This design comes from an exercise in tuning for a short achievable clock period and few clock cycles on the open sky130 flow, not from production work.
Function was checked by simulation only, so behaviour that the tests miss may differ from the original.
Some runs may be left out. An edit can pass the tests and still lose a function that they never use.

--- flow/design.v: outline only ---
// module mul_stage1: 475 lines
// module mul_fa: 4 lines
// module mul_ha: 4 lines
// module mul_x3: 3 lines
// module mul_stage2: 3 lines
// module core_risc_v: 262 lines
module core_risc_v #(parameter DATA_WIDTH = 32, parameter ADDR_WIDTH = 32)(
	input clk_O,
	input rst,
	output [(ADDR_WIDTH-1):0] PC,
	input [31:0] Instr_out,
	input [(DATA_WIDTH-1):0] data_o_map,
	output MemWrite,
	output MemRead,
	output [(ADDR_WIDTH-1):0] Result,
	output [(DATA_WIDTH-1):0] rd2
);
  // ...
==> flow/flow/run.sh <==
#!/bin/bash
# Layout flow: the standard ORFS flow (standard synthesis unchanged), then the
# rest of the layout with a larger repair_timing setup margin so that the
# optimiser keeps improving paths that already meet the 25 ns constraint,
# unrestricted cell footprints for sizing, and buf_4 port buffers.
set -uo pipefail
bash standard.sh synth > synth.log 2>&1 || exit 1
bash standard.sh finish \
  SETUP_SLACK_MARGIN=19 \
  MATCH_CELL_FOOTPRINT=0 \
  "BUFFER_PORTS_ARGS=-buffer_cell sky130_fd_sc_hd__buf_4" > layout.log 2>&1
==> flow/standard.sh <==
#!/bin/bash
# synth_recipe.tcl (not shown) runs the flow's synth.tcl, then flattens the netlist and writes it again
# the make line also repeats each setting of config.mk as NAME=value (left out here)
make -C /OpenROAD-flow-scripts/flow DESIGN_CONFIG=/design/flow/config.mk WORK_HOME=/design/flow/orfs CLKGATE_MAP_FILE= SYNTH_SCRIPT=/design/flow/synth_recipe.tcl "${@:-finish}"
==> flow/config.mk <==
export PLATFORM = sky130hd
export DESIGN_NAME = core_risc_v
export DESIGN_NICKNAME = core_risc_v
export VERILOG_FILES = /design/flow/design.v
export SDC_FILE = /design/flow/constraint.sdc
export NUM_CORES = 8
export LEC_CHECK = 0
export ABC_CLOCK_PERIOD_IN_PS = 5000
export CAP_MARGIN = 20
export CORE_MARGIN = 2
export CORE_UTILIZATION = 60
export PLACE_DENSITY = 0.7
export SLEW_MARGIN = 20
export SYNTH_HIERARCHICAL = 1
==> flow/constraint.sdc <==
create_clock -name core_clock -period 25.0 [get_ports {clk_O}]
set_input_delay 5.0000 -clock core_clock [delete_from_list [all_inputs] [get_ports {clk_O}]]
set_output_delay 5.0000 -clock core_clock [all_outputs]
set_load 0.01 [all_outputs]
Run 1, port wiring:
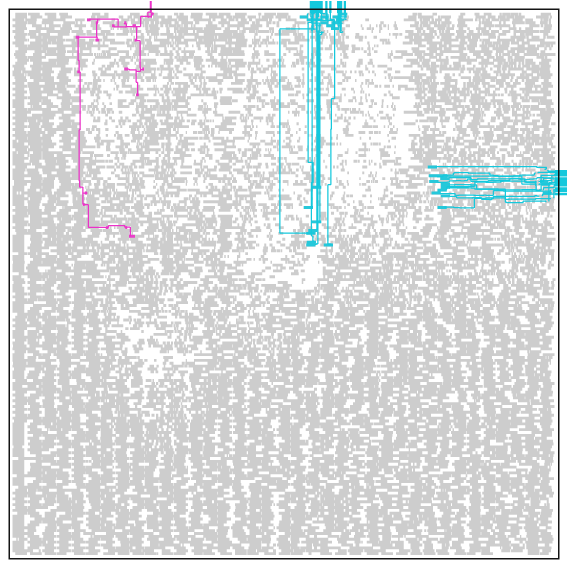
legend:
  rst:
    colour: magenta
    bits: 1
    direction: input
    edge: top
    end_cells: 18
    buffers: 1
    wire: 476 um
  rd2:
    colour: cyan
    bits: 32
    direction: output
    edge: 18 top, 14 right
    end_cells: 32
    buffers: 32
    wire: 3280 um

Run 1, cell density map:
26 x 26 tiles, from dark purple (low) to yellow (high), 0 to 100% covered.
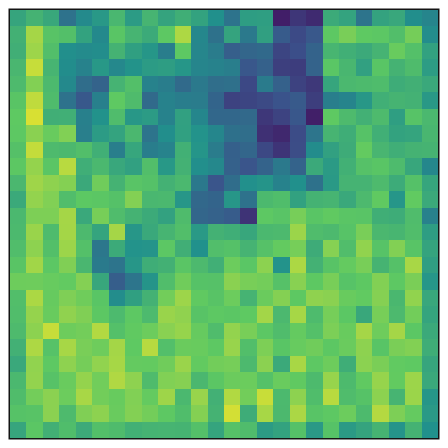
fullest tile: 94%
mean over tiles: 64%
tiles over 75% full: 28%
emptiest ninth of the die: top middle
Final Util: 66.87%
Initial Util: 60.23%
Core Region: 261800 um^2

Run 1, cell classes on the final placement:
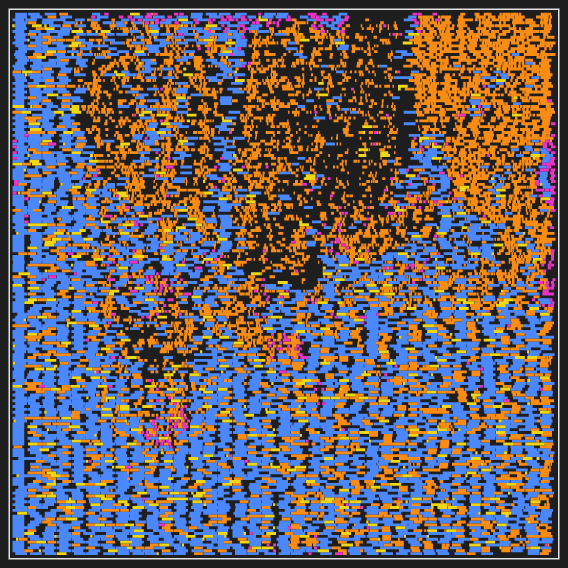
legend:
  registers:
    colour: blue
    cells: 3081
  remaining buffers and delay cells:
    colour: magenta
    cells: 473
  clock drivers and dummy loads:
    colour: yellow
    cells: 586
  remaining logic cells:
    colour: orange
    cells: 6657

==> results.toml, run 1 <==
[clock_tree]
clk_pin_slew_worst_paths_ns = 0.06
root_buffer = "clkbuf_16"
htreeDepth = 5
cts.sinks = 3081

[final_layout]
clkCellAreaFrac_pct = 6.173
n_all_inverters = 298
area_share_nonclk_buffers_pct = 2.398
regArea_um2 = 89830
multi_input_area_share_pct = 36.94
fillCellCount = 17740
antennaDiodeCount = 9
layout-drive-gt1-share_pct = 22.93
buffers = 473
final_common_cell = "edfxtp_1"
nClkBuffers = 410

[grt]
top_usage_layer = "met2"
grt.overflow.total = 0
use_met2_pct = 62.69

[critical_path]
path_cells = "buf_6"
path_max_fanout = 1
start_kind = "register"
path_depth = 1
cp_top_family = "flip-flops"
crit_type = "register to output port"

[synth]
netlist_area_um2 = 157700
ys_async_sr_fraction_pct = 4.317
syn_area_per_cell_um2 = 15.06
yosysTopAreaCellShare_pct = 51.65
synth_edf_count = 2712

[floorplanning]
tap_cells = 3515
dieArea_um2 = 266900

[placed_design]
portBuffers = 163

[timing]
fmax_ghz = 0.1538
finClkSkew_ns = 0.05234
rsz0062_at_grt = "yes"
max_slew_margin_pct = 14.11

[status]
status = "complete, no violations"

[route]
vias = 100800
wl_met3_um = 60030
wl_met1_um = 191900
drt_iter0_drc = 14770
drtPass1Iterations = 6

[flow_run]
max_cap_viol_count = 0
Testbench counts for the RTL of run 1, summed over its fixed seeds: cycles 51,248.
==> run 1: cells by family (layout without fill, tap and decap cells) <==
logic type,count (synthesis),count (layout),share of synthesized area (%)
simple gates,2355,2356,7.516
xor+xnor,392,392,2.519
flops,3081,3081,56.76
buf+inv,1029,1357,2.838
mux,1425,1425,16.83
compound gates,1533,1533,6.408
other cells,1,10,0.002378
fa+ha+maj,652,652,7.131
==> run 1: per-stage QoR <==
step                setup WS [ns]  instances  utilization (%)
floorplan                   19.00      10470                -
global placement            17.69      13720            62.35
detailed placement          17.64      13720            62.36
CTS                         18.47      14310            66.79
global route                18.48      14320            66.87
finish                      18.50      14320            66.87
==> run 1: synthesized netlist by cell type, types with 210 or more instances <==
cell and n:
o21ai_0 286, nor2_1 625, nand2_1 509, and2_1 553
xnor2_1 210, mux4_2 966, fa_1 411, clkbuf_1 401
edfxtp_1 2712, dfxtp_1 236, ha_1 241, a21oi_1 457
inv_1 291, mux2i_1 312
==> run 1: repair_timing <==
item,in CTS,in global routing
gates resized for setup,265,46
cloned,1,0
buffers inserted,4,2
setup endpoints to repair,283,177
pin swaps,1,0
Run 1, top view of the die:
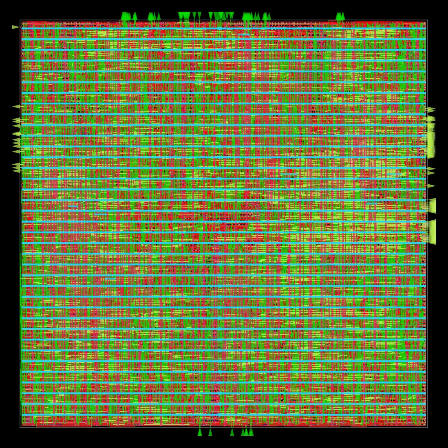

==> run 1 -> run 2 <==
==> flow/flow/run.sh (replaced) <==
#!/bin/bash
# Layout flow: the standard ORFS flow (standard synthesis unchanged), with
#  - a larger repair_timing setup margin so that the optimiser keeps improving
#    paths that already meet the 25 ns constraint,
#  - unrestricted cell footprints for sizing and buf_4 port buffers,
#  - after global placement, each register that drives an output port moved
#    next to that port's buffer (legalised by the flow's detailed placement).
set -uo pipefail
VARS=(SETUP_SLACK_MARGIN=19 MATCH_CELL_FOOTPRINT=0 "BUFFER_PORTS_ARGS=-buffer_cell sky130_fd_sc_hd__buf_4")
RES=$PWD/orfs/results/sky130hd/core_risc_v/base
bash standard.sh synth > synth.log 2>&1 || exit 1
bash standard.sh 3_3_place_gp "${VARS[@]}" > place_gp.log 2>&1 || exit 1
MOVE_IN=$RES/3_3_place_gp.odb MOVE_OUT=$RES/3_3_place_gp.odb \
  openroad -no_init -exit flow/move_out_ffs.tcl > move.log 2>&1 || exit 1
bash standard.sh finish "${VARS[@]}" > layout.log 2>&1
==> flow/flow/move_out_ffs.tcl (new file) <==
# Move each register that drives an output-port buffer next to that buffer,
# so the register-to-port path has a short wire.  Legalised later by the
# flow's detailed placement.
read_db $::env(MOVE_IN)
set block [ord::get_db_block]
set n 0
foreach bterm [$block getBTerms] {
  if { [$bterm getIoType] != "OUTPUT" } { continue }
  set net [$bterm getNet]
  if { $net == "NULL" } { continue }
  set buf ""
  foreach it [$net getITerms] {
    if { [$it isOutputSignal] } { set buf [$it getInst] }
  }
  if { $buf == "" } { continue }
  set ff ""
  foreach it [$buf getITerms] {
    if { [$it isInputSignal] && [$it getNet] != "NULL" } {
      foreach it2 [[$it getNet] getITerms] {
        if { [$it2 isOutputSignal] } { set ff [$it2 getInst] }
      }
    }
  }
  if { $ff == "" } { continue }
  set m [[$ff getMaster] getName]
  if { ![string match "*df*" $m] } { continue }
  set loc [$buf getLocation]
  $ff setLocation [lindex $loc 0] [lindex $loc 1]
  incr n
}
puts "moved $n output registers"
write_db $::env(MOVE_OUT)
Run 2, top view of the die:
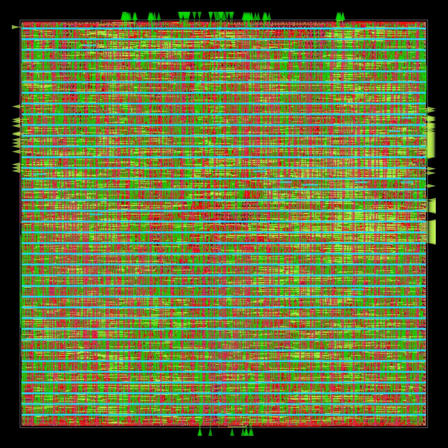
Final Util: 66.81%
Non-Filler Instances: 14360
die area: 266900 um^2
Routed WL: 540300 um

Run 2, cell classes on the final placement:
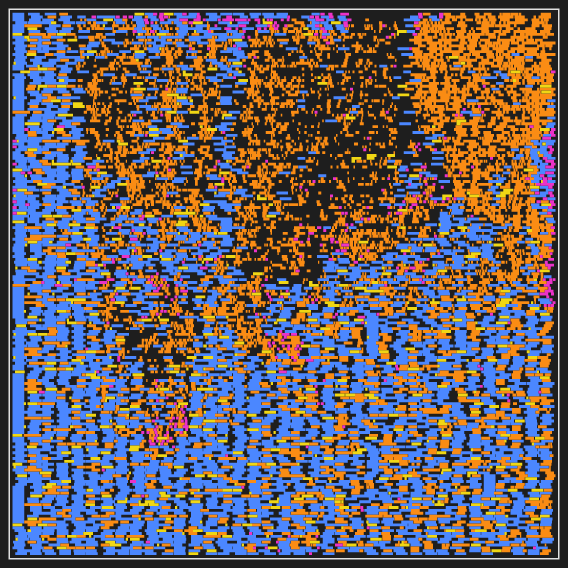
legend:
  clock drivers and dummy loads:
    colour: yellow
    cells: 591
  remaining logic cells:
    colour: orange
    cells: 6657
  remaining buffers and delay cells:
    colour: magenta
    cells: 491
  registers:
    colour: blue
    cells: 3081
Finished Cell Area: 174900 um^2
Seq/total area: 51.28%
Rows: 188

Run 2, routed clock nets over the placement:
Scale bar: 200 um.
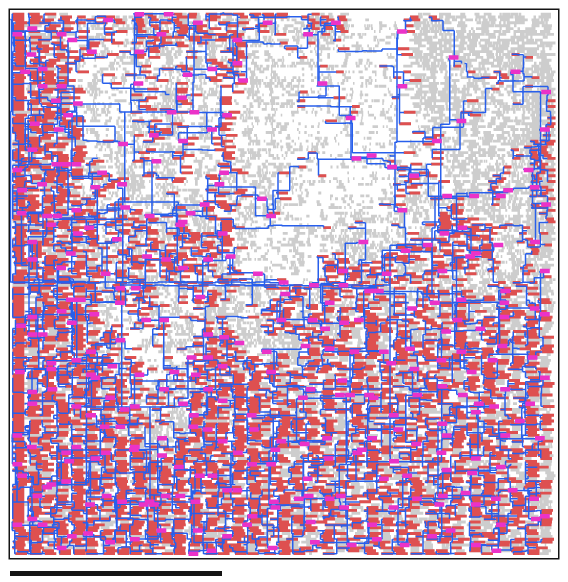
legend:
  clock-net drivers:
    colour: magenta
    count: 325
  flip-flops:
    colour: red
    count: 3081
  clock wires:
    colour: blue
    length: 37.7 mm
flops lie: spread over the die
routed clock nets: 326

Run 2, cell density map:
26 x 26 tiles, from dark purple (low) to yellow (high), 0 to 100% covered.
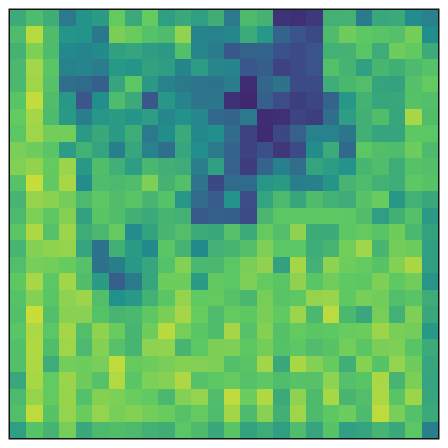
emptiest ninth of the die: top middle
tiles over 75% full: 28%
mean over tiles: 64%
fullest tile: 92%

==> run 2 against run 1 <==
Net effect: final cell count increased by 0.25%; non-clock buffer count is 18 higher; area after synthesis did not move; maximum frequency increased by 1.8%; via count is 0.40% higher; synthesized cell count is the same; utilization down 0.068 points; critical endpoint is now PC[9]; largest cell class unchanged; highest routed layer unchanged.
==> results.toml, run 2 <==
[status]
status = "complete, no violations"

[timing]
setup_viol = 0
finClkSkew_ns = 0.05783
max_slew_margin_pct = 10.85
fin_crit_sh_pct = 25.55
fmax_ghz = 0.1566
hold_viol_final = 0
rsz0062_at_grt = "yes"
fin_tns_setup_ns = 0
period_needed_ns = 6.387

[critical_path]
cp.arrival_ns = 1.39
cp.required_ns = 20.00
crit_type = "register to output port"
path_cells = "buf_6"
path_max_fanout = 1
regToRegSetupSlack_ns = 19.04
cp_top_family = "flip-flops"
path_depth = 1
endpoint_kind = "output port"
start_kind = "register"

[synth]
synthDistinctLibCells = 104
ys_async_sr_fraction_pct = 4.317
yosysTopAreaCell = "edfxtp_1"
synthFlopType = "edfxtp_1"
syn-num-nets = 11190
synth-compound-area-share_pct = 6.408
synth_edf_count = 2712
yosys_warnings = 8
synth_mux_area_share_pct = 16.83
synth_top_family_by_area = "multiplexers"
post_synth_xor_area_fraction_pct = 2.519
syn_area_per_cell_um2 = 15.06
synthTopCellsByArea = "edfxtp_1 (52%), mux4_2 (14%), fa_1 (5.2%)"
synthSimpleGateAreaFrac_pct = 7.516
synth_fa_ha_area_share_pct = 7.131
yosysMostFrequentCell = "edfxtp_1"
synthCells = 10470
yosysTopAreaCellShare_pct = 51.65
synth_common_cells = "edfxtp_1 (2712), mux4_2 (966), nor2_1 (625)"
netlist_area_um2 = 157700

[route]
wl_met3_um = 58500
vias = 101200
wl_met1_um = 193300
drtPass1Iterations = 8
drt_iter0_drc = 14070
viasPerCell = 7.049

[grt]
grt_max_degree = 132
use_met2_pct = 62.10
grt.overflow.total = 0
top_usage_layer = "met2"
met1_usage_pct = 53.48
gr-usage-all-layers_pct = 40.57

[final_layout]
final_common_cell = "edfxtp_1"
nets = 11270
layout-drive-gt1-share_pct = 23.25
final_cell_mix = "edfxtp_1 (2712), mux4_2 (966), and2_1 (553), nor2_1 (532), nand2_1 (507)"

[placed_design]
portBuffers = 163
place_inst = 13730
dpl_cell_area_um2 = 163400
hpwl_um = 349400

[clock_tree]
clk_path_buf_depth = 4
cts.sinks = 3081
clk_pin_slew_worst_paths_ns = 0.07
numCtsBuffers = 325
root_buffer = "clkbuf_16"
hold_buffers = 0
htreeDepth = 5

[floorplanning]
start_util_pct = 60.23
dieWidth_um = 516.6
ios = 164
core_area_um2 = 261800

[worst_hold_path]
holdPathStages = 0

[flow_run]
max_cap_viol_count = 0
==> run 2: cell count changes in the layout (fill, tap and decap cells not counted), moves of 5 or more <==
cell       change
buf_4         +22
o21ai_0       -15
dfxtp_2       +52
clkinv_2       +5
diode_2       +13
inv_6          +7
o21ai_1       +14
clkbuf_1       -9
dfxtp_4       -52
bufinv_16     -14
clkinv_4       +6
==> run 2: area by class of cell <==
class                           count  area [um^2]
Sequential cell                  3081        89700
Fill cell                       17760        86900
Multi-Input combinational cell   6359        64740
Clock buffer                      400         8676
Tap cell                         3515         4398
Timing Repair Buffer              491         4320
Clock inverter                    191         1871
Inverter                          298         1144
Antenna cell                       22        55.05
==> run 2: timing repair <==
| item | CTS | global route |
|---|---|---|
| gates cloned | 1 | 0 |
| buffers inserted | 8 | 5 |
| endpoints found under the setup margin | 284 | 175 |
| pin swaps | 2 | 0 |
| gates resized for setup | 220 | 47 |
==> run 2: stage by stage <==
stage	hold slack [ns]	worst slack [ns]
global route	0.3348	18.59
global placement	0.3262	17.69
floorplan	0.3233	19.00
detailed placement	0.3328	17.39
CTS	0.3270	18.57
finish	0.3249	18.61
Run 2, port wiring:
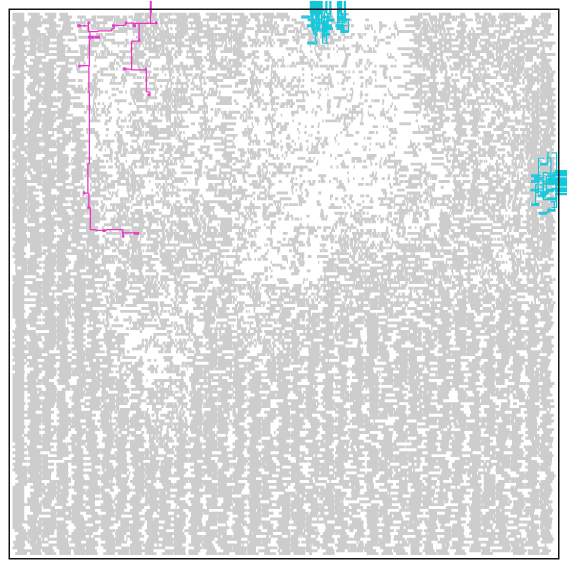

==> run 2 -> run 3 <==
--- a/flow/design.v
+++ b/flow/design.v
@@ -501,7 +501,7 @@
 localparam [31:0] RESET_PC = 32'h0040_0000;
 localparam [31:0] RESET_SP = 32'h7FFF_EFFC;
-localparam BTB_IW = 6;                  
-localparam BTB_N  = 1 << BTB_IW;
-localparam BTB_TW = 6;                  
+localparam BTB_N  = 16;                 
+localparam BTB_PW = 4;                  
+localparam BTB_TW = 14;                 
 localparam BTB_LB = 14;                 
 reg [31:0] pc_f;
@@ -521,5 +521,4 @@
            op_srl_e, op_or_e, op_and_e, op_id_e;
 reg        ctl_e;                       
-reg [BTB_IW-1:0] bidx_e;
 reg [BTB_TW-1:0] btag_e;
 reg [31:0] res_mn, st_m, ms_m, mc_m;    
@@ -535,6 +534,6 @@
 reg [BTB_LB-1:0] btb_tgt [0:BTB_N-1];
 reg              bu_en, bu_v;
-reg [BTB_IW-1:0] bu_idx;
 reg [BTB_TW-1:0] bu_tag;
+reg [BTB_PW-1:0] btb_ptr;               
 reg [BTB_LB-1:0] bu_tgt;
 assign PC       = pc_o;
@@ -543,9 +542,18 @@
 assign MemWrite = mw_o;
 assign MemRead  = mr_o;
-wire [BTB_IW-1:0] f_idx = pc_f[2 +: BTB_IW];
-wire [BTB_TW-1:0] f_tag = pc_f[2+BTB_IW +: BTB_TW];
-wire              f_hit = btb_v[f_idx] && (btb_tag[f_idx] == f_tag);
+wire [BTB_TW-1:0] f_tag = pc_f[2 +: BTB_TW];
+reg  [BTB_N-1:0]  f_way;
+reg  [BTB_LB-1:0] f_tgt;
+integer k;
+always @* begin
+	f_tgt = {BTB_LB{1'b0}};
+	for (k = 0; k < BTB_N; k = k + 1) begin
+		f_way[k] = btb_v[k] && (btb_tag[k] == f_tag);
+		f_tgt = f_tgt | ({BTB_LB{f_way[k]}} & btb_tgt[k]);
+	end
+end
+wire              f_hit = |f_way;
 wire [31:0]       pc4_f = pc_f + 32'd4;
-wire [31:0]       pn_f  = f_hit ? {pc_f[31:BTB_LB], btb_tgt[f_idx]} : pc4_f;
+wire [31:0]       pn_f  = f_hit ? {pc_f[31:BTB_LB], f_tgt} : pc4_f;
 wire [31:0] mprod_m;
 mul_stage2 MUL2(.s(ms_m), .c(mc_m), .p(mprod_m));
@@ -705,6 +713,5 @@
 		op_id_e   <= op_id_d;
 		ctl_e     <= isB_d | isJAL_d | isJALR_d;
-		bidx_e    <= pc_d[2 +: BTB_IW];
-		btag_e    <= pc_d[2+BTB_IW +: BTB_TW];
+		btag_e    <= pc_d[2 +: BTB_TW];
 	end
 	res_mn <= ~alu_res;
@@ -719,5 +726,4 @@
 	ms_m  <= ms_e;
 	mc_m  <= mc_e;
-	bu_idx <= bidx_e;
 	bu_tag <= btag_e;
 	bu_tgt <= rtgt_e[BTB_LB-1:0];
@@ -734,17 +740,34 @@
 		rf[rd_m] <= mval;
 end
+reg [BTB_N-1:0] u_way;
 integer j;
+always @* begin
+	for (j = 0; j < BTB_N; j = j + 1)
+		u_way[j] = btb_v[j] && (btb_tag[j] == bu_tag);
+end
+wire u_hit = |u_way;
+wire u_alloc = bu_en && !u_hit && bu_v;
 always @(posedge clk_O or posedge rst) begin
 	if (rst) begin
 		for (j = 0; j < BTB_N; j = j + 1)
 			btb_v[j] <= 1'b0;
-	end else if (bu_en) begin
-		btb_v[bu_idx] <= bu_v;
+		btb_ptr <= {BTB_PW{1'b0}};
+	end else begin
+		for (j = 0; j < BTB_N; j = j + 1) begin
+			if (bu_en && u_way[j])
+				btb_v[j] <= bu_v;
+			else if (u_alloc && btb_ptr == j)
+				btb_v[j] <= 1'b1;
+		end
+		if (u_alloc)
+			btb_ptr <= btb_ptr + 1'b1;
 	end
 end
 always @(posedge clk_O) begin
-	if (bu_en) begin
-		btb_tag[bu_idx] <= bu_tag;
-		btb_tgt[bu_idx] <= bu_tgt;
+	for (j = 0; j < BTB_N; j = j + 1) begin
+		if ((bu_en && u_way[j]) || (u_alloc && btb_ptr == j)) begin
+			btb_tag[j] <= bu_tag;
+			btb_tgt[j] <= bu_tgt;
+		end
 	end
 end
Run 3, port wiring:
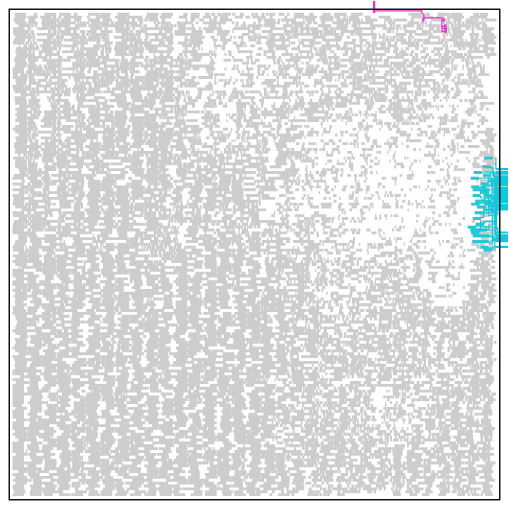
legend:
  rd2:
    colour: cyan
    bits: 32
    direction: output
    edge: right
    end_cells: 32
    buffers: 32
    wire: 792 um
  rst:
    colour: magenta
    bits: 1
    direction: input
    edge: top
    end_cells: 5
    buffers: 1
    wire: 97.8 um
Port Buffers: 163
Ports: 164

Run 3, top view of the die:
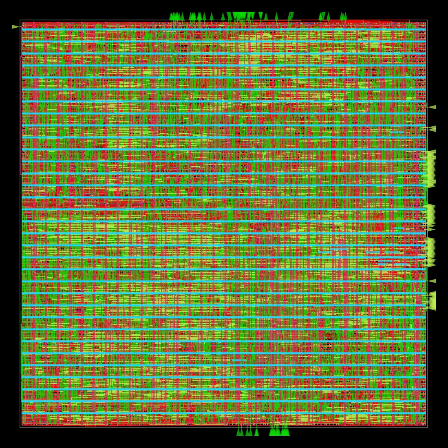
Die Y-Extent: 462.3 um
Non-Filler Instances: 12400
Finished Cell Area: 139000 um^2
Final Util: 66.48%

==> run 3 against run 2 <==
Net effect: still clean; global-route usage fell by 0.36 points; maximum frequency up 0.96%; area after synthesis is 20% lower; via count decreased by 15%; sequential cell count shrank 872; cell area decreased by 21%; highest routed layer unchanged.
==> results.toml, run 3 <==
[clock_tree]
clk_path_buf_depth = 3
cts.sinks = 2209
hold_buffers = 0
root_buffer = "clkbuf_16"
numCtsBuffers = 226
clk_pin_slew_worst_paths_ns = 0.07
htreeDepth = 4

[critical_path]
crit_type = "register to output port"
regToRegSetupSlack_ns = 18.74
path_depth = 1
path_max_fanout = 1
cp_top_family = "flip-flops"
cp.arrival_ns = 1.33
start_kind = "register"

[timing]
hold_viol_final = 0
max_slew_margin_pct = 16.42
post-route-worst-setup-slack_ns = 18.67
rsz0062_at_grt = "yes"
setup_viol = 0
fin_tns_setup_ns = 0

[floorplanning]
row_count = 168
dieWidth_um = 462.3
dieArea_um2 = 213700

[synth]
synth_common_cells = "edfxtp_1 (1882), xnor2_1 (668), mux4_2 (589)"
syn_area_per_cell_um2 = 13.44
yosysTopAreaCellShare_pct = 44.84
yosysMostFrequentCell = "edfxtp_1"
syn-num-nets = 10100
synth_edf_count = 1882
synthDistinctLibCells = 126
synthCells = 9377

[route]
viasPerCell = 6.937
drtPass1Iterations = 6
wl_met3_um = 52060
vias = 86010
drt_iter0_drc = 11800
wl_um = 433000

[grt]
use_met2_pct = 59.98
met1_usage_pct = 55.38
gr-usage-all-layers_pct = 40.21
grt_max_degree = 169

[status]
status = "complete, no violations"

[placed_design]
dpl_cell_area_um2 = 130400
hpwl_um = 284200
dp_slack_ns = 17.89

[flow_run]
max_cap_viol_count = 0

[final_layout]
fillCellCount = 14870
layout-drive-gt1-share_pct = 18.87

[worst_hold_path]
holdPathStages = 0
Testbench counts for the RTL of run 3, summed over its fixed seeds: cycles 51,191.
Run 3, routed clock nets over the placement:
Scale bar: 100 um.
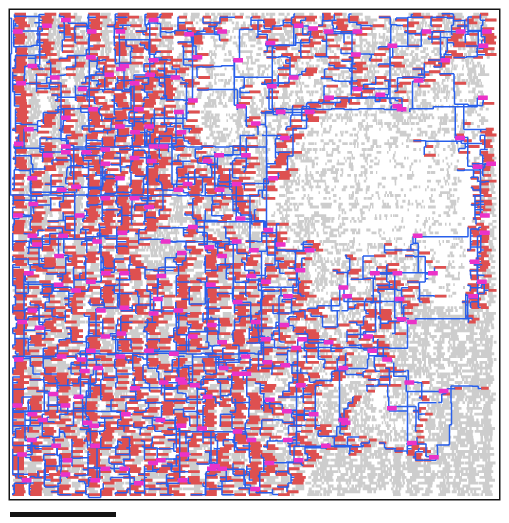
legend:
  clock-net drivers:
    colour: magenta
    count: 226
  clock wires:
    colour: blue
    length: 26.0 mm
  flip-flops:
    colour: red
    count: 2209
flops lie: spread over the die
clk latency of the worst-skew pair: 0.92 ns

Run 3, cell density map:
23 x 23 tiles, from dark purple (low) to yellow (high), 0 to 100% covered.
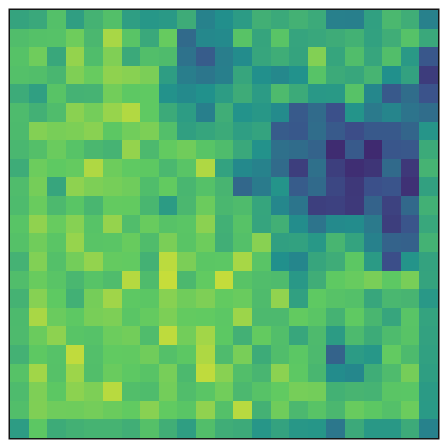
tiles over 75% full: 26%
fullest tile: 91%
mean over tiles: 63%
Core Region: 209200 um^2
Initial Util: 60.26%

-- run 3: cells by family after synthesis --
group                      after synthesis  share of synthesized area, %
muxes                                  992                         13.84
other                                    1                      0.002976
buffers and inverters                  920                         3.262
DFF                                   2209                         50.39
and+or+nand+nor                       2283                         9.410
xor gates and xnor gates               839                         6.198
adders and majority gates              653                         8.931
AOI/OAI and AO/OA                     1480                         7.962
-- run 3: area by class of cell --
cell class | count | area [um^2] | area share [%]
flip-flops and latches | 2209 | 63680 | 45.80
multi-input cells | 6249 | 59330 | 42.67
clock buffers | 277 | 6001 | 4.316
repair buffers | 421 | 3654 | 2.628
well taps | 2805 | 3510 | 2.524
clock inverters | 147 | 1792 | 1.289
inverters | 275 | 1042 | 0.7496
diodes | 17 | 42.54 | 0.03060
-- run 3: timing repair --
item	in CTS	in global routing
endpoints found under the setup margin	116	143
setup buffers	0	7
gates resized for setup	177	48
cloned	1	0
-- run 3: stage by stage --
stage | utilization (%) | hold WS (ns)
floorplan | - | 0.3233
global placement | 62.36 | 0.3282
detailed placement | 62.36 | 0.3282
CTS | 66.33 | 0.3379
global route | 66.47 | 0.3507
finish | 66.48 | 0.3396
Run 3, cell classes on the final placement:
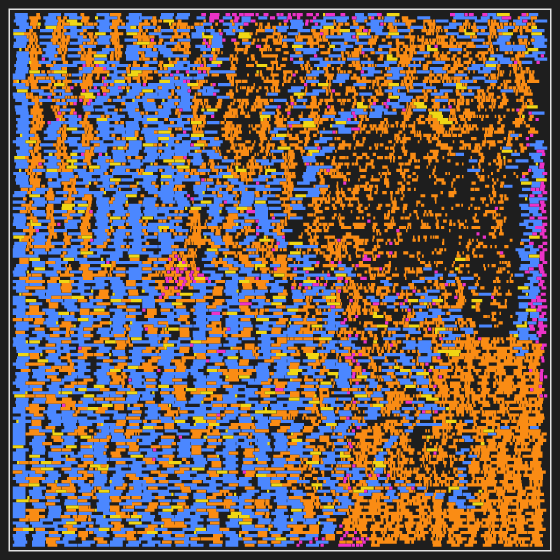

==> run 3 -> run 4 <==
--- a/flow/design.v
+++ b/flow/design.v
@@ -612,6 +612,7 @@
                ((use1_d && rd_e == rs1_d) || (use2_d && rd_e == rs2_d));
 wire [31:0] jchk_d = pn_d - imm_d;
-wire pn_is_pc4_d = (pn_d == pc4_d);
-wire pn_is_tgt_d = (pn_d == tgt_d);
+wire [31:0] dpn_d    = pn_d - pc_d;
+wire pn_is_pc4_d = (dpn_d == 32'd4);
+wire pn_is_tgt_d = (dpn_d == poff_d);
 wire bcond_d     = isB_d & (f3_d[2:1] == 2'b00);           
 wire redir_d     = v_d && !hit_d && (isJAL_d || (bcond_d && immB_d[31]));
Run 4, cell classes on the final placement:
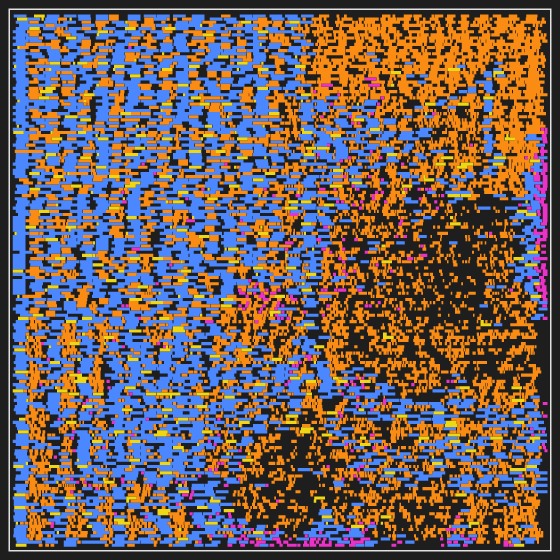
legend:
  remaining buffers and delay cells:
    colour: magenta
    cells: 425
  clock drivers and dummy loads:
    colour: yellow
    cells: 416
  registers:
    colour: blue
    cells: 2209
  remaining logic cells:
    colour: orange
    cells: 7023
Finished Cell Area: 140900 um^2
Rows: 169
Core Region: 212300 um^2

Run 4, top view of the die:
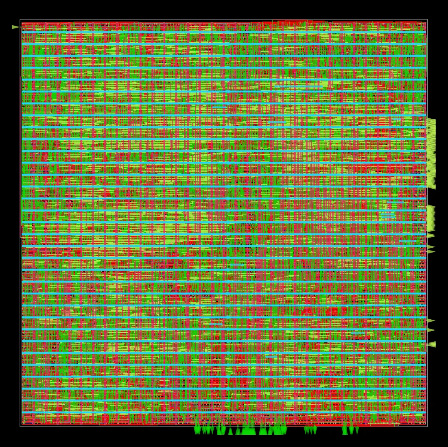
Die Y-Extent: 466.2 um
die width: 466.2 um

Run 4, port wiring:
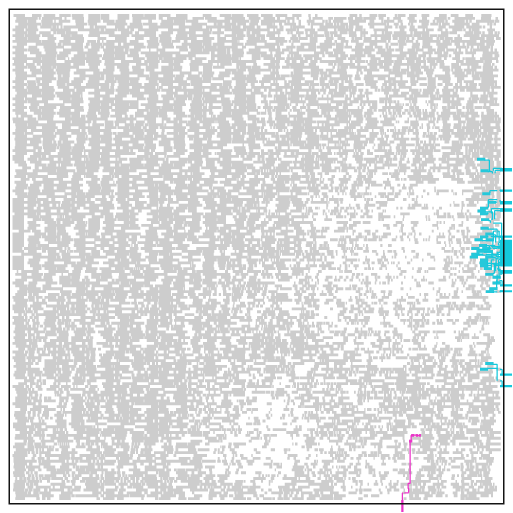
legend:
  rd2:
    colour: cyan
    bits: 32
    direction: output
    edge: right
    end_cells: 32
    buffers: 32
    wire: 605 um
  rst:
    colour: magenta
    bits: 1
    direction: input
    edge: bottom
    end_cells: 4
    buffers: 1
    wire: 78.6 um

Run 4, routed clock nets over the placement:
Scale bar: 100 um.
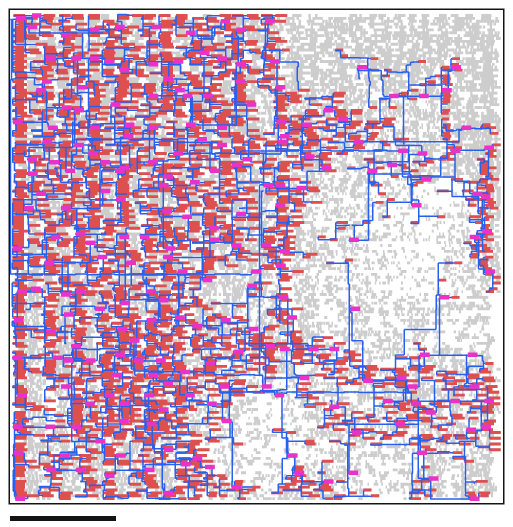
legend:
  clock-net drivers:
    colour: magenta
    count: 223
  flip-flops:
    colour: red
    count: 2209
  clock wires:
    colour: blue
    length: 26.6 mm
routed clock nets: 224

==> run 4 against run 3 <==
Net effect: synthesized cell count is 5.5% higher; via count is 5.6% higher; highest routed layer unchanged; worst setup slack worse by 0.027 ns; critical endpoint is now PC[3]; still clean; maximum frequency is 0.42% lower; clock skew is 0.013 ns lower; clock-buffer cell count is 8 higher; non-clock buffer count is 4 higher; cell area is 1.4% higher; sequential share of layout area is 0.61 points lower.
==> results.toml, run 4 <==
[critical_path]
path_max_fanout = 1
cp_top_family = "flip-flops"
cp.required_ns = 20.00
path_depth = 1
path_cells = "buf_6"
crit_type = "register to output port"

[clock_tree]
hold_buffers = 0
root_buffer = "clkbuf_16"
clock_latency_ns = 0.92
cts.sinks = 2209
numCtsBuffers = 223

[route]
vias = 90850
drt_iter0_drc = 13460
drtPass1Iterations = 7

[final_layout]
layout.cells.non_filler = 12910
clkCellAreaFrac_pct = 5.333
nets = 10630
multi_input_area_share_pct = 43.49
final_common_cell = "edfxtp_1"
seq_cells = 2209
regArea_um2 = 63680
layout-drive-gt1-share_pct = 17.19
nClkBuffers = 285
sh_seq_area_pct = 45.18
antennaDiodeCount = 15
multi_input_comb_cells = 6719
largest_class = "flip-flops and latches"
multiInputGateArea_um2 = 61300
area_share_nonclk_buffers_pct = 2.646
final_cell_mix = "edfxtp_1 (1882), xnor2_1 (671), nor2_1 (581), and2_1 (561), mux4_2 (539)"

[worst_hold_path]
holdPathStages = 0

[timing]
finClkSkew_ns = 0.09102
fin_crit_sh_pct = 25.41
fin_tns_setup_ns = 0
max_slew_margin_pct = 12.48
post-route-worst-setup-slack_ns = 18.65
period_needed_ns = 6.353
hold_ws_ns = 0.3419
setup_viol = 0
fmax_ghz = 0.1574

[synth]
yosysTopAreaCellShare_pct = 44.09
synthTopCellsByArea = "edfxtp_1 (44%), mux4_2 (9.5%), fa_1 (6.4%)"
synthCells = 9897
netlist_area_um2 = 128200
syn_area_per_cell_um2 = 12.95
yosysTopAreaCell = "edfxtp_1"
synthDistinctLibCells = 118
ys_async_sr_fraction_pct = 4.029
synth_common_cells = "edfxtp_1 (1882), xnor2_1 (671), nor2_1 (615)"
yosys_warnings = 10
yosysMostFrequentCell = "edfxtp_1"

[grt]
grt_max_degree = 129
met1_usage_pct = 57.44
gr-usage-all-layers_pct = 41.33
use_met2_pct = 61.05
grt.overflow.total = 0

[flow_run]
max_cap_viol_count = 0

[floorplanning]
tap_cells = 2821
start_util_pct = 60.37
dieArea_um2 = 217300
ios = 164

[placed_design]
portBuffers = 163
place_inst = 12470
dp_slack_ns = 17.95
dpl_cell_area_um2 = 132600

[status]
status = "complete, no violations"
Testbench counts for the RTL of run 4, summed over its fixed seeds: cycles 51,191.
==> run 4: cell count changes after synthesis, sizes merged, moves of 31 or more <==
cell | before | now
nand3 | 130 | 179
mux4 | 589 | 539
ha | 242 | 273
nand4 | 152 | 224
nor2 | 510 | 616
a22oi | 28 | 81
mux2i | 312 | 394
o211ai | 35 | 76
==> run 4: timing repair <==
action                     4_1_cts  5_1_grt
setup endpoints to repair      240      222
buffers inserted                 0        5
gates resized for setup        196       28
pin swaps                        0        1
==> run 4: worst register-to-register path, delay by kind of cell (launching register included) <==
family	cells	cell delay (ns)
buffers and inverters	2	0.35
multiplexers	2	0.69
AO/OA/AOI/OAI	9	2.99
adder cells (fa/ha/maj)	1	0.35
flip-flops	1	0.59
AND/OR/NAND/NOR	2	0.49
==> run 4: kinds of logic after synthesis <==
kind of cell	count (synthesis)	share of synthesized area [%]
simple gates	2578	10.31
flops	2209	49.55
compound gates	1624	8.546
mux	1008	13.22
buf+inv	969	3.298
xor+xnor	823	5.974
fa+ha+maj	685	9.100
other cells	1	0.002926
Run 4, cell density map:
23 x 23 tiles, from dark purple (low) to yellow (high), 0 to 100% covered.
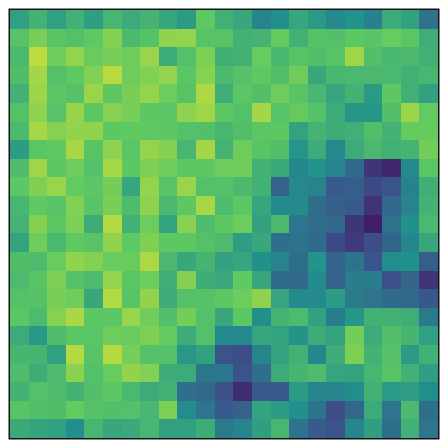

==> run 4 -> run 5 <==
--- a/flow/config.mk
+++ b/flow/config.mk
@@ -10,4 +10,6 @@
 export CORE_MARGIN = 2
 export CORE_UTILIZATION = 60
+export CTS_CLUSTER_DIAMETER = 80
+export CTS_CLUSTER_SIZE = 30
 export PLACE_DENSITY = 0.7
 export SLEW_MARGIN = 20
Run 5, cell density map:
23 x 23 tiles, from dark purple (low) to yellow (high), 0 to 100% covered.
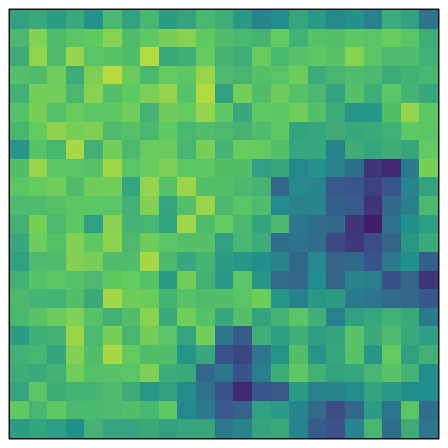
fullest tile: 89%
mean over tiles: 62%
tiles over 75% full: 19%
Initial Util: 60.37%
Final Util: 64.80%

Run 5, port wiring:
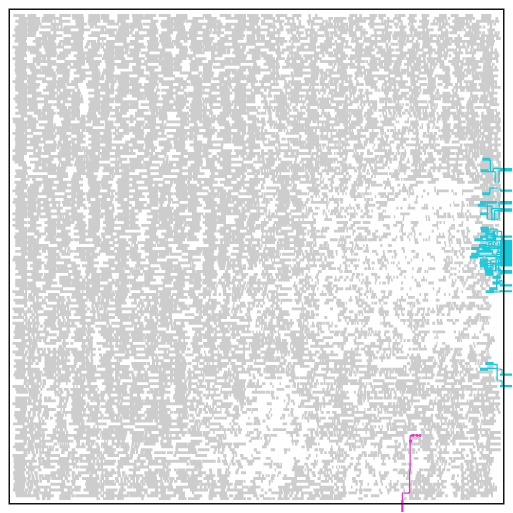
legend:
  rst:
    colour: magenta
    bits: 1
    direction: input
    edge: bottom
    end_cells: 4
    buffers: 1
    wire: 78.0 um
  rd2:
    colour: cyan
    bits: 32
    direction: output
    edge: right
    end_cells: 32
    buffers: 32
    wire: 649 um

==> run 5 against run 4 <==
Net effect: sequential share of layout area up 1.1 points; final cell count down 1.5%; clock skew down 0.011 ns; still clean on timing, DRC and antenna; critical path type unchanged; critical endpoint is now PC[6]; routed wire length down 1.3%; register-to-register slack about the same; sequential cell count unchanged.
==> results.toml, run 5 <==
[final_layout]
nets = 10530
fillCellCount = 15620
layout-drive-gt1-share_pct = 16.09
fin_area_um2 = 137600
final_common_cell = "edfxtp_1"
final_cell_mix = "edfxtp_1 (1882), xnor2_1 (671), nor2_1 (582), and2_1 (561), mux4_2 (539)"

[clock_tree]
cts.sinks = 2209
clk_pin_slew_worst_paths_ns = 0.11
htreeDepth = 3
root_buffer = "clkbuf_16"
clk_path_buf_depth = 3
numCtsBuffers = 116

[status]
status = "complete, no violations"

[route]
vias = 89720
top_layer_used = "met5"
antenna_left = 0
wl_met1_um = 168300
viasPerCell = 7.056
drtPass1Iterations = 6

[timing]
finalMaxSlewViolations = 0
max_slew_margin_pct = 10.42
hold_viol_final = 0
rsz0062_at_grt = "yes"
fin_tns_setup_ns = 0
setup_viol = 0
period_needed_ns = 6.310
fin_crit_sh_pct = 25.24
worst_pin_slew_ns = 1.330

[synth]
yosysTopAreaCell = "edfxtp_1"
yosysMostFrequentCell = "edfxtp_1"
synth_top_family_by_area = "multiplexers"
synthCells = 9897
yosys_warnings = 10
synth-compound-area-share_pct = 8.546
syn-num-nets = 10650
ys_async_sr_fraction_pct = 4.029
post_synth_xor_area_fraction_pct = 5.974
synth_common_cells = "edfxtp_1 (1882), xnor2_1 (671), nor2_1 (615)"
synth_mux_area_share_pct = 13.22
synthTopCellsByArea = "edfxtp_1 (44%), mux4_2 (9.5%), fa_1 (6.4%)"
synth_fa_ha_area_share_pct = 9.100
synthSimpleGateAreaFrac_pct = 10.31

[floorplanning]
ios = 164
die_h_um = 466.2
dieWidth_um = 466.2
row_count = 169
core_area_um2 = 212300

[placed_design]
hpwl_um = 298400
place_inst = 12470
dpl_cell_area_um2 = 132600
portBuffers = 163

[critical_path]
start_kind = "register"
path_depth = 1
path_cells = "buf_6"
cp.arrival_ns = 1.31
regToRegSetupSlack_ns = 19.13
path_max_fanout = 1

[grt]
grt_max_degree = 129
use_met2_pct = 60.57
gr-usage-all-layers_pct = 40.73
met1_usage_pct = 57.11
grt.overflow.total = 0
top_usage_layer = "met2"

[flow_run]
max_cap_viol_count = 0
Run 5, top view of the die:
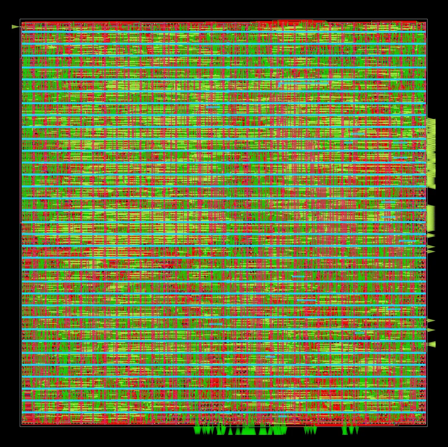
die area: 217300 um^2
Non-Filler Instances: 12720
Routed WL: 445800 um

Run 5, routed clock nets over the placement:
Scale bar: 100 um.
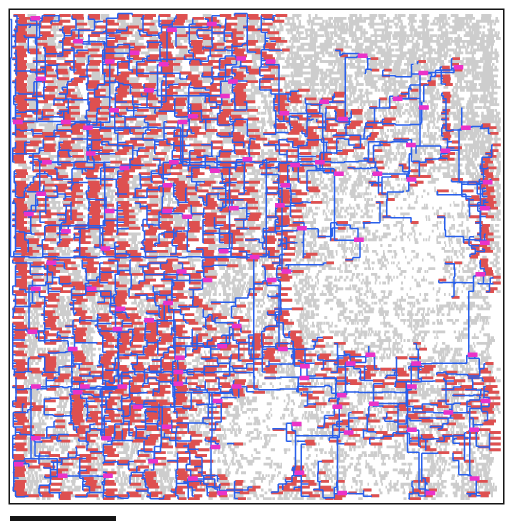
legend:
  clock-net drivers:
    colour: magenta
    count: 116
  flip-flops:
    colour: red
    count: 2209
  clock wires:
    colour: blue
    length: 23.7 mm
flops lie: spread over the die
routed clock nets: 117
clk latency of the worst-skew pair: 0.87 ns
clk_skew: 0.08009 ns

## run 5: changes by cell type in the layout (fill, tap and decap cells not counted), sizes merged
cell      delta
bufinv      -17
buf          -1
clkinvlp     +1
clkbuf     -154
clkinv      -61
diode       +11
inv         +27
## run 5: stage by stage
stage / setup WS [ns] / hold WS, ns
after floorplan: 15.44 / 0.3233
after global placement: 17.99 / 0.3294
after detailed placement: 17.95 / 0.3268
after CTS: 18.65 / 0.3521
after global routing: 18.65 / 0.3617
final: 18.69 / 0.3505
## run 5: repair_timing
action,in CTS,in global routing
hold buffers,0,0
gates resized for setup,197,27
setup buffers,0,6
setup endpoints to repair,170,216
## run 5: layout make-up
cell class                 count  area, um^2  share of cell area, %
antenna                       26       65.06                0.04729
clock buffer                 130        3008                  2.186
clock inverter                81        1156                 0.8403
inverter                     304        1146                 0.8330
multi-input combinational   6719       61280                  44.54
sequential                  2209       63680                  46.29
tap                         2821        3530                  2.566
timing repair buffer         425        3719                  2.703
==> run 5 -> run 6 <==
--- a/flow/config.mk
+++ b/flow/config.mk
@@ -9,8 +9,8 @@
 export CAP_MARGIN = 20
 export CORE_MARGIN = 2
-export CORE_UTILIZATION = 60
+export CORE_UTILIZATION = 72
 export CTS_CLUSTER_DIAMETER = 80
 export CTS_CLUSTER_SIZE = 30
-export PLACE_DENSITY = 0.7
+export PLACE_DENSITY = 0.8
 export SLEW_MARGIN = 20
 export SYNTH_HIERARCHICAL = 1
==> run 6 against run 5 <==
Net effect: the run now fails in global routing; synthesized cell count unchanged; area after synthesis unchanged.
==> results.toml, run 6 <==
[clock_tree]
clk_path_buf_depth = 3
numCtsBuffers = 106
root_buffer = "clkbuf_16"
htreeDepth = 3
cts.sinks = 2209

[floorplanning]
ios = 164
die_h_um = 425.9
dieWidth_um = 425.9
row_count = 154
start_util_pct = 72.62

[synth]
yosysTopAreaCell = "edfxtp_1"
yosys_warnings = 10
netlist_area_um2 = 128200
synth-seq-cells = 2209
synthDistinctLibCells = 118
synthCells = 9897
synth_edf_count = 1882
synthTopCellsByArea = "edfxtp_1 (44%), mux4_2 (9.5%), fa_1 (6.4%)"
synth_common_cells = "edfxtp_1 (1882), xnor2_1 (671), nor2_1 (615)"
yosysMostFrequentCell = "edfxtp_1"
syn-num-nets = 10650
ys_async_sr_fraction_pct = 4.029
syn_area_per_cell_um2 = 12.95
ys_seq_area_share_pct = 49.55
synthFlopType = "edfxtp_1"
yosysTopAreaCellShare_pct = 44.09

[placed_design]
dp_slack_ns = 17.95
globalplace.congestion = 1.059
dpl_cell_area_um2 = 132000
hpwl_um = 374600
place_inst = 12000
portBuffers = 163

[status]
stop_stage = "global routing"
error_message = "[ERROR GRT-0116] Global routing finished with congestion. Check the congestion regions in the DRC Viewer."
status = "stopped before the end"

[grt]
gr-usage-all-layers_pct = 83.06
grt.overflow.total = 1432
grt_pass1_vias = 117700
grt_pass1_wl_um = 1035000
grt_max_degree = 155
[run 6: what timing repair did]
| item | CTS |
|---|---|
| resized for setup | 193 |
| hold endpoints to repair | 0 |
| setup endpoints to repair | 206 |
| pin swaps | 0 |
| hold buffers | 0 |
| buffers inserted | 2 |
[run 6: routing by layer]
metal | GRT overflow | GRT usage (%)
met1 | 193 | 86.12
met2 | 646 | 93.63
met3 | 209 | 74.43
met4 | 353 | 74.45
met5 | 31 | 50.82
[run 6: logic make-up after synthesis]
group                      synth area share, %
other                                 0.002926
muxes                                    13.22
adders and majority gates                9.100
buffers and inverters                    3.298
xor gates and xnor gates                 5.974
and+or+nand+nor                          10.31
AOI/OAI and AO/OA                        8.546
DFF                                      49.55
==> run 6 -> run 7 <==
--- a/flow/design.v
+++ b/flow/design.v
@@ -529,5 +529,5 @@
 reg [4:0]  rd_m;
 reg [31:0] rf [1:31];
-reg [31:1] rfv;
+reg [31:0] rfv;
 reg              btb_v   [0:BTB_N-1];
 reg [BTB_TW-1:0] btb_tag [0:BTB_N-1];
@@ -616,6 +616,20 @@
 wire pn_is_tgt_d = (dpn_d == poff_d);
 wire bcond_d     = isB_d & (f3_d[2:1] == 2'b00);           
-wire redir_d     = v_d && !hit_d && (isJAL_d || (bcond_d && immB_d[31]));
 wire off4_d      = (poff_d == 32'd4);
+wire raw1_d = !bp1_d && !f1_d;
+wire raw2_d = !bp2_d && !f2_d;
+wire eqr_d  = (rr1_d == rr2_d);
+wire brdy_d = bcond_d && raw1_d && raw2_d;
+wire btk_d  = f3_d[0] ? ~eqr_d : eqr_d;
+wire jrdy_d = isJALR_d && raw1_d;
+wire jok_d  = (rr1_d == jchk_d);
+wire [31:0] jt_d = rr1_d + imm_d;
+wire rjal_d  = isJAL_d && !pn_is_tgt_d;
+wire rbr_d   = brdy_d && (btk_d ? !pn_is_tgt_d : !pn_is_pc4_d);
+wire rbtfn_d = bcond_d && !brdy_d && !hit_d && immB_d[31];
+wire rjr_d   = jrdy_d && !jok_d;
+wire redir_d = v_d && (rjal_d || rbr_d || rbtfn_d || rjr_d);
+wire rnt_d   = rbr_d && !btk_d;             
+wire [31:0] rdt_d = rjr_d ? jt_d : rnt_d ? pc4_d : tgt_d;
 wire [31:0] A   = f1_e ? res_m : op1_e;
 wire [31:0] B2  = f2_e ? res_m : op2_e;
@@ -648,5 +662,5 @@
 wire [31:0] ms_e, mc_e;
 mul_stage1 MUL1(.a(MA), .b(MB), .s(ms_e), .c(mc_e));
-wire [31:0] pc_nx = mis_e ? rtgt_e : stall_d ? pc_f : redir_d ? tgt_d : pn_f;
+wire [31:0] pc_nx = mis_e ? rtgt_e : stall_d ? pc_f : redir_d ? rdt_d : pn_f;
 always @(posedge clk_O or posedge rst) begin
 	if (rst) begin
@@ -679,7 +693,7 @@
 		pc4_e     <= pc4_d;
 		tgt_e     <= tgt_d;
-		jchk_e    <= jchk_d;
-		pn_is_pc4_e <= redir_d ? off4_d : pn_is_pc4_d;
-		pn_is_tgt_e <= redir_d ? 1'b1 : pn_is_tgt_d;
+		jchk_e    <= (redir_d && rjr_d) ? rr1_d : jchk_d;
+		pn_is_pc4_e <= redir_d ? (rnt_d | off4_d) : pn_is_pc4_d;
+		pn_is_tgt_e <= redir_d ? (~rnt_d | off4_d) : pn_is_tgt_d;
 		imm_e     <= imm_d;
 		idres_e   <= idres_d;
@@ -733,5 +747,5 @@
 always @(posedge clk_O or posedge rst) begin
 	if (rst)
-		rfv <= 31'd0;
+		rfv <= 32'd0;
 	else if (we_m)
 		rfv[rd_m] <= 1'b1;
--- a/flow/config.mk
+++ b/flow/config.mk
@@ -9,8 +9,6 @@
 export CAP_MARGIN = 20
 export CORE_MARGIN = 2
-export CORE_UTILIZATION = 72
-export CTS_CLUSTER_DIAMETER = 80
-export CTS_CLUSTER_SIZE = 30
-export PLACE_DENSITY = 0.8
+export CORE_UTILIZATION = 60
+export PLACE_DENSITY = 0.7
 export SLEW_MARGIN = 20
 export SYNTH_HIERARCHICAL = 1
Run 7, cell classes on the final placement:
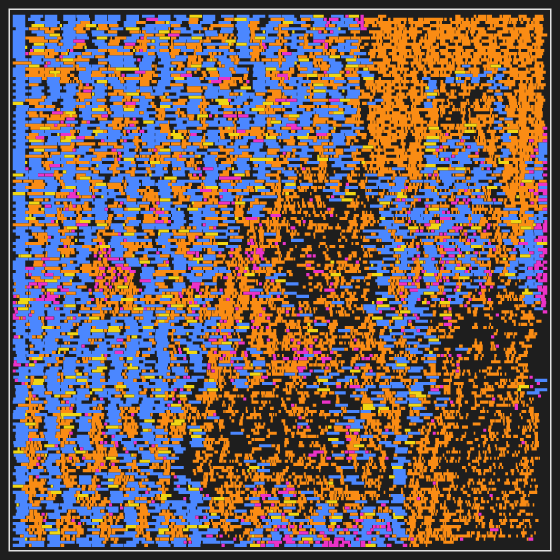
legend:
  clock drivers and dummy loads:
    colour: yellow
    cells: 420
  registers:
    colour: blue
    cells: 2210
  remaining logic cells:
    colour: orange
    cells: 7890
  remaining buffers and delay cells:
    colour: magenta
    cells: 730

Run 7, cell density map:
24 x 24 tiles, from dark purple (low) to yellow (high), 0 to 100% covered.
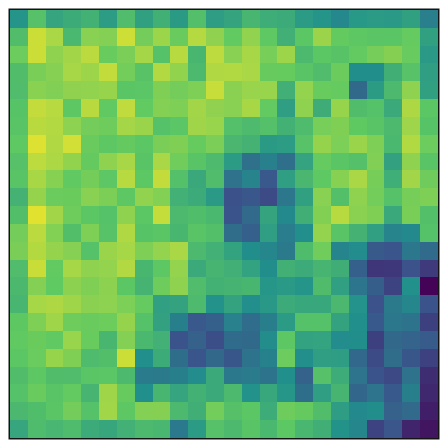
tiles over 75% full: 38%
mean over tiles: 66%
fullest tile: 96%

Run 7, top view of the die:
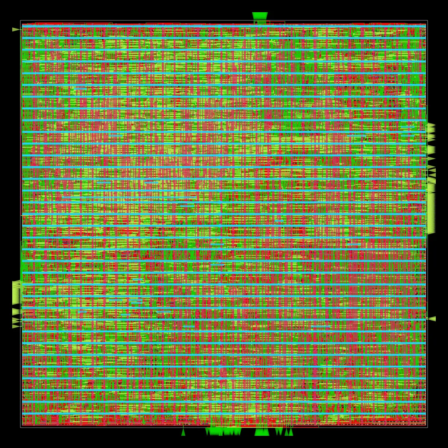
Finished Cell Area: 149700 um^2
Die Y-Extent: 472.0 um
Non-Filler Instances: 14140
Routed WL: 536300 um
die area: 222700 um^2

Run 7, routed clock nets over the placement:
Scale bar: 100 um.
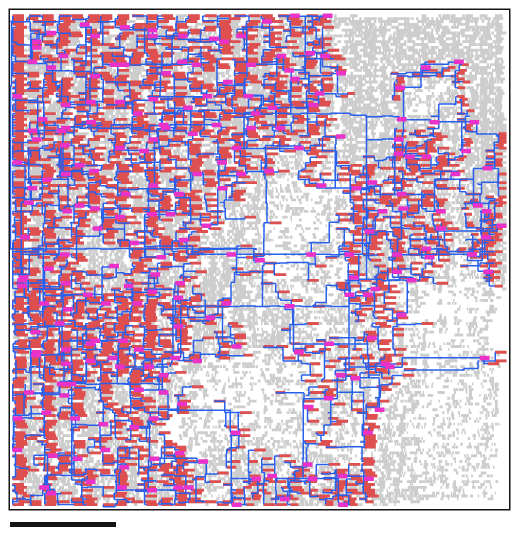
legend:
  clock-net drivers:
    colour: magenta
    count: 222
  flip-flops:
    colour: red
    count: 2210
  clock wires:
    colour: blue
    length: 26.5 mm
flops lie: spread over the die
routed clock nets: 223

==> run 7 against run 6 <==
Net effect: the run now finishes clean; area after synthesis rose by 2.5%; synthesized cell count increased by 9.3%.
==> results.toml, run 7 <==
[grt]
top_usage_layer = "met2"
use_met3_pct = 15.60
grt_pass1_vias = 98600
grt_max_degree = 75
use_met2_pct = 68.17
met1_usage_pct = 60.51
gr-usage-all-layers_pct = 47.23
grt_pass1_wl_um = 740700

[timing]
finClkSkew_ns = 0.09369
worst_pin_slew_ns = 1.316
fin_tns_setup_ns = 0
fmax_ghz = 0.1548
setup_viol = 0
post-route-worst-setup-slack_ns = 18.54
fin_crit_sh_pct = 25.85
max_slew_margin_pct = 11.59

[route]
vias = 102700
top_layer_used = "met5"
wl_met1_um = 184200
viasPerCell = 7.264
antenna_left = 0
drt_iter0_drc = 16840
drtPass1Iterations = 6

[status]
status = "complete, no violations"

[clock_tree]
clk_path_buf_depth = 3
hold_buffers = 0
cts.sinks = 2210
root_buffer = "clkbuf_16"
htreeDepth = 4

[critical_path]
path_depth = 18
cp.arrival_ns = 7.19
cp.required_ns = 25.73
path_cells = "clkinv_2 > nor3_1 > a21oi_1 > nand4_1 > nor3b_1 > o2bb2ai_1 > o32a_1 > o311a_1 > nand4_4 > nor4b_4 > a2111oi_4 > nand3_2 > and3_4 > buf_6 > buf_6 > clkbuf_16 > o2bb2ai_4 > a2111oi_4"
regToRegSetupSlack_ns = 18.54
cp_top_family = "simple AND/OR/NAND/NOR gates"

[synth]
synth_edf_count = 1882
syn-num-nets = 11590
syn_area_per_cell_um2 = 12.15
synth-seq-cells = 2210
ys_seq_area_share_pct = 48.35
ys_async_sr_fraction_pct = 4.072
synthFlopType = "edfxtp_1"
synth_common_cells = "edfxtp_1 (1882), xnor2_1 (731), nand2_1 (633), nor2_1 (633), and2_1 (555)"
synthDistinctLibCells = 115
yosysTopAreaCellShare_pct = 43.01
yosysTopAreaCell = "edfxtp_1"
yosysMostFrequentCell = "edfxtp_1"

[final_layout]
nets = 11830
fillCellCount = 14950

[floorplanning]
start_util_pct = 60.44
ios = 164
core_area_um2 = 217400

[placed_design]
dpl_cell_area_um2 = 136100
portBuffers = 163
hpwl_um = 349500

[worst_hold_path]
holdPathStages = 0
Testbench counts for the RTL of run 7, summed over its fixed seeds: cycles 50,860.
## run 7: timing repair
action / in CTS / in global routing
setup endpoints to repair: 297 / 279
gates resized for setup: 582 / 213
buffers inserted: 103 / 96
pin swaps: 61 / 103
gates cloned: 25 / 10
## run 7: through the flow
step	util [%]	std cells
final	68.87	14140
after global placement	62.58	13450
after global routing	68.84	14110
after floorplan	-	10810
after detailed placement	62.62	13450
after CTS	67.86	14000
## run 7: layout make-up
cell class                 instances  area, um^2  share of cell area [%]
inverter                         449        1713                   1.144
multi-input combinational       7440       65650                   43.85
tap                             2854        3571                   2.385
timing repair inverter             1       5.005                0.003343
antenna                           33       82.58                 0.05516
sequential                      2210       63700                   42.55
timing repair buffer             730        7322                   4.891
clock buffer                     294        6156                   4.112
clock inverter                   126        1518                   1.014
## run 7: cells by family after synthesis
kind of cell	Yosys count	synth area share, %
other	1	0.002854
XOR/XNOR	875	6.208
AO/OA/AOI/OAI	2051	10.55
AND/OR/NAND/NOR	2861	11.04
flip-flops	2210	48.35
multiplexers	946	10.87
buffers and inverters	1165	3.900
adder cells (fa/ha/maj)	705	9.073

## afterwards: timing with drivers on the ports
In the flow no input, the clock included, has a driving cell. The finished layouts below were timed again as built, in two steps. Step 1 assumes that a clkbuf_16 drives the clock port and a buf_2 every other input. Step 2 adds t to the input delays and takes it off the output delays; t is the mean of the earliest and latest rising clock arrival at the registers after step 1. Input paths then give back, and output paths get back, about the clock's delay inside the block. a / b / c = ideal / step 1 / step 2; a / b = the first two.
run | shift t [ns] | slack for setup (ns) | hold slack, ns | worst register clock-pin slew, ns | pins driven straight from the clock port
run 1 | 1.021 | 18.498 / 18.388 / 18.271 | 0.344 / 0.344 / 0.344 | 0.07 / 0.07 | 1
run 2 | 1.026 | 18.613 / 18.509 / 18.197 | 0.325 / 0.325 / 0.325 | 0.08 / 0.08 | 1
run 3 | 0.958 | 18.673 / 18.580 / 18.309 | 0.340 / 0.340 / 0.340 | 0.07 / 0.07 | 1
run 4 | 0.969 | 18.647 / 18.550 / 17.924 | 0.342 / 0.342 / 0.342 | 0.07 / 0.07 | 1
run 5 | 0.923 | 18.690 / 18.598 / 18.094 | 0.350 / 0.350 / 0.350 | 0.12 / 0.12 | 1
run 7 | 1.007 | 18.538 / 18.517 / 18.010 | 0.346 / 0.346 / 0.346 | 0.07 / 0.07 | 1
After both steps every run listed still meets setup and hold. For run 4, which loses most, drivers alone change the setup slack by -0.097 ns; drivers and shift together by -0.723 ns. The worst setup slack also covers recovery checks on asynchronous resets.
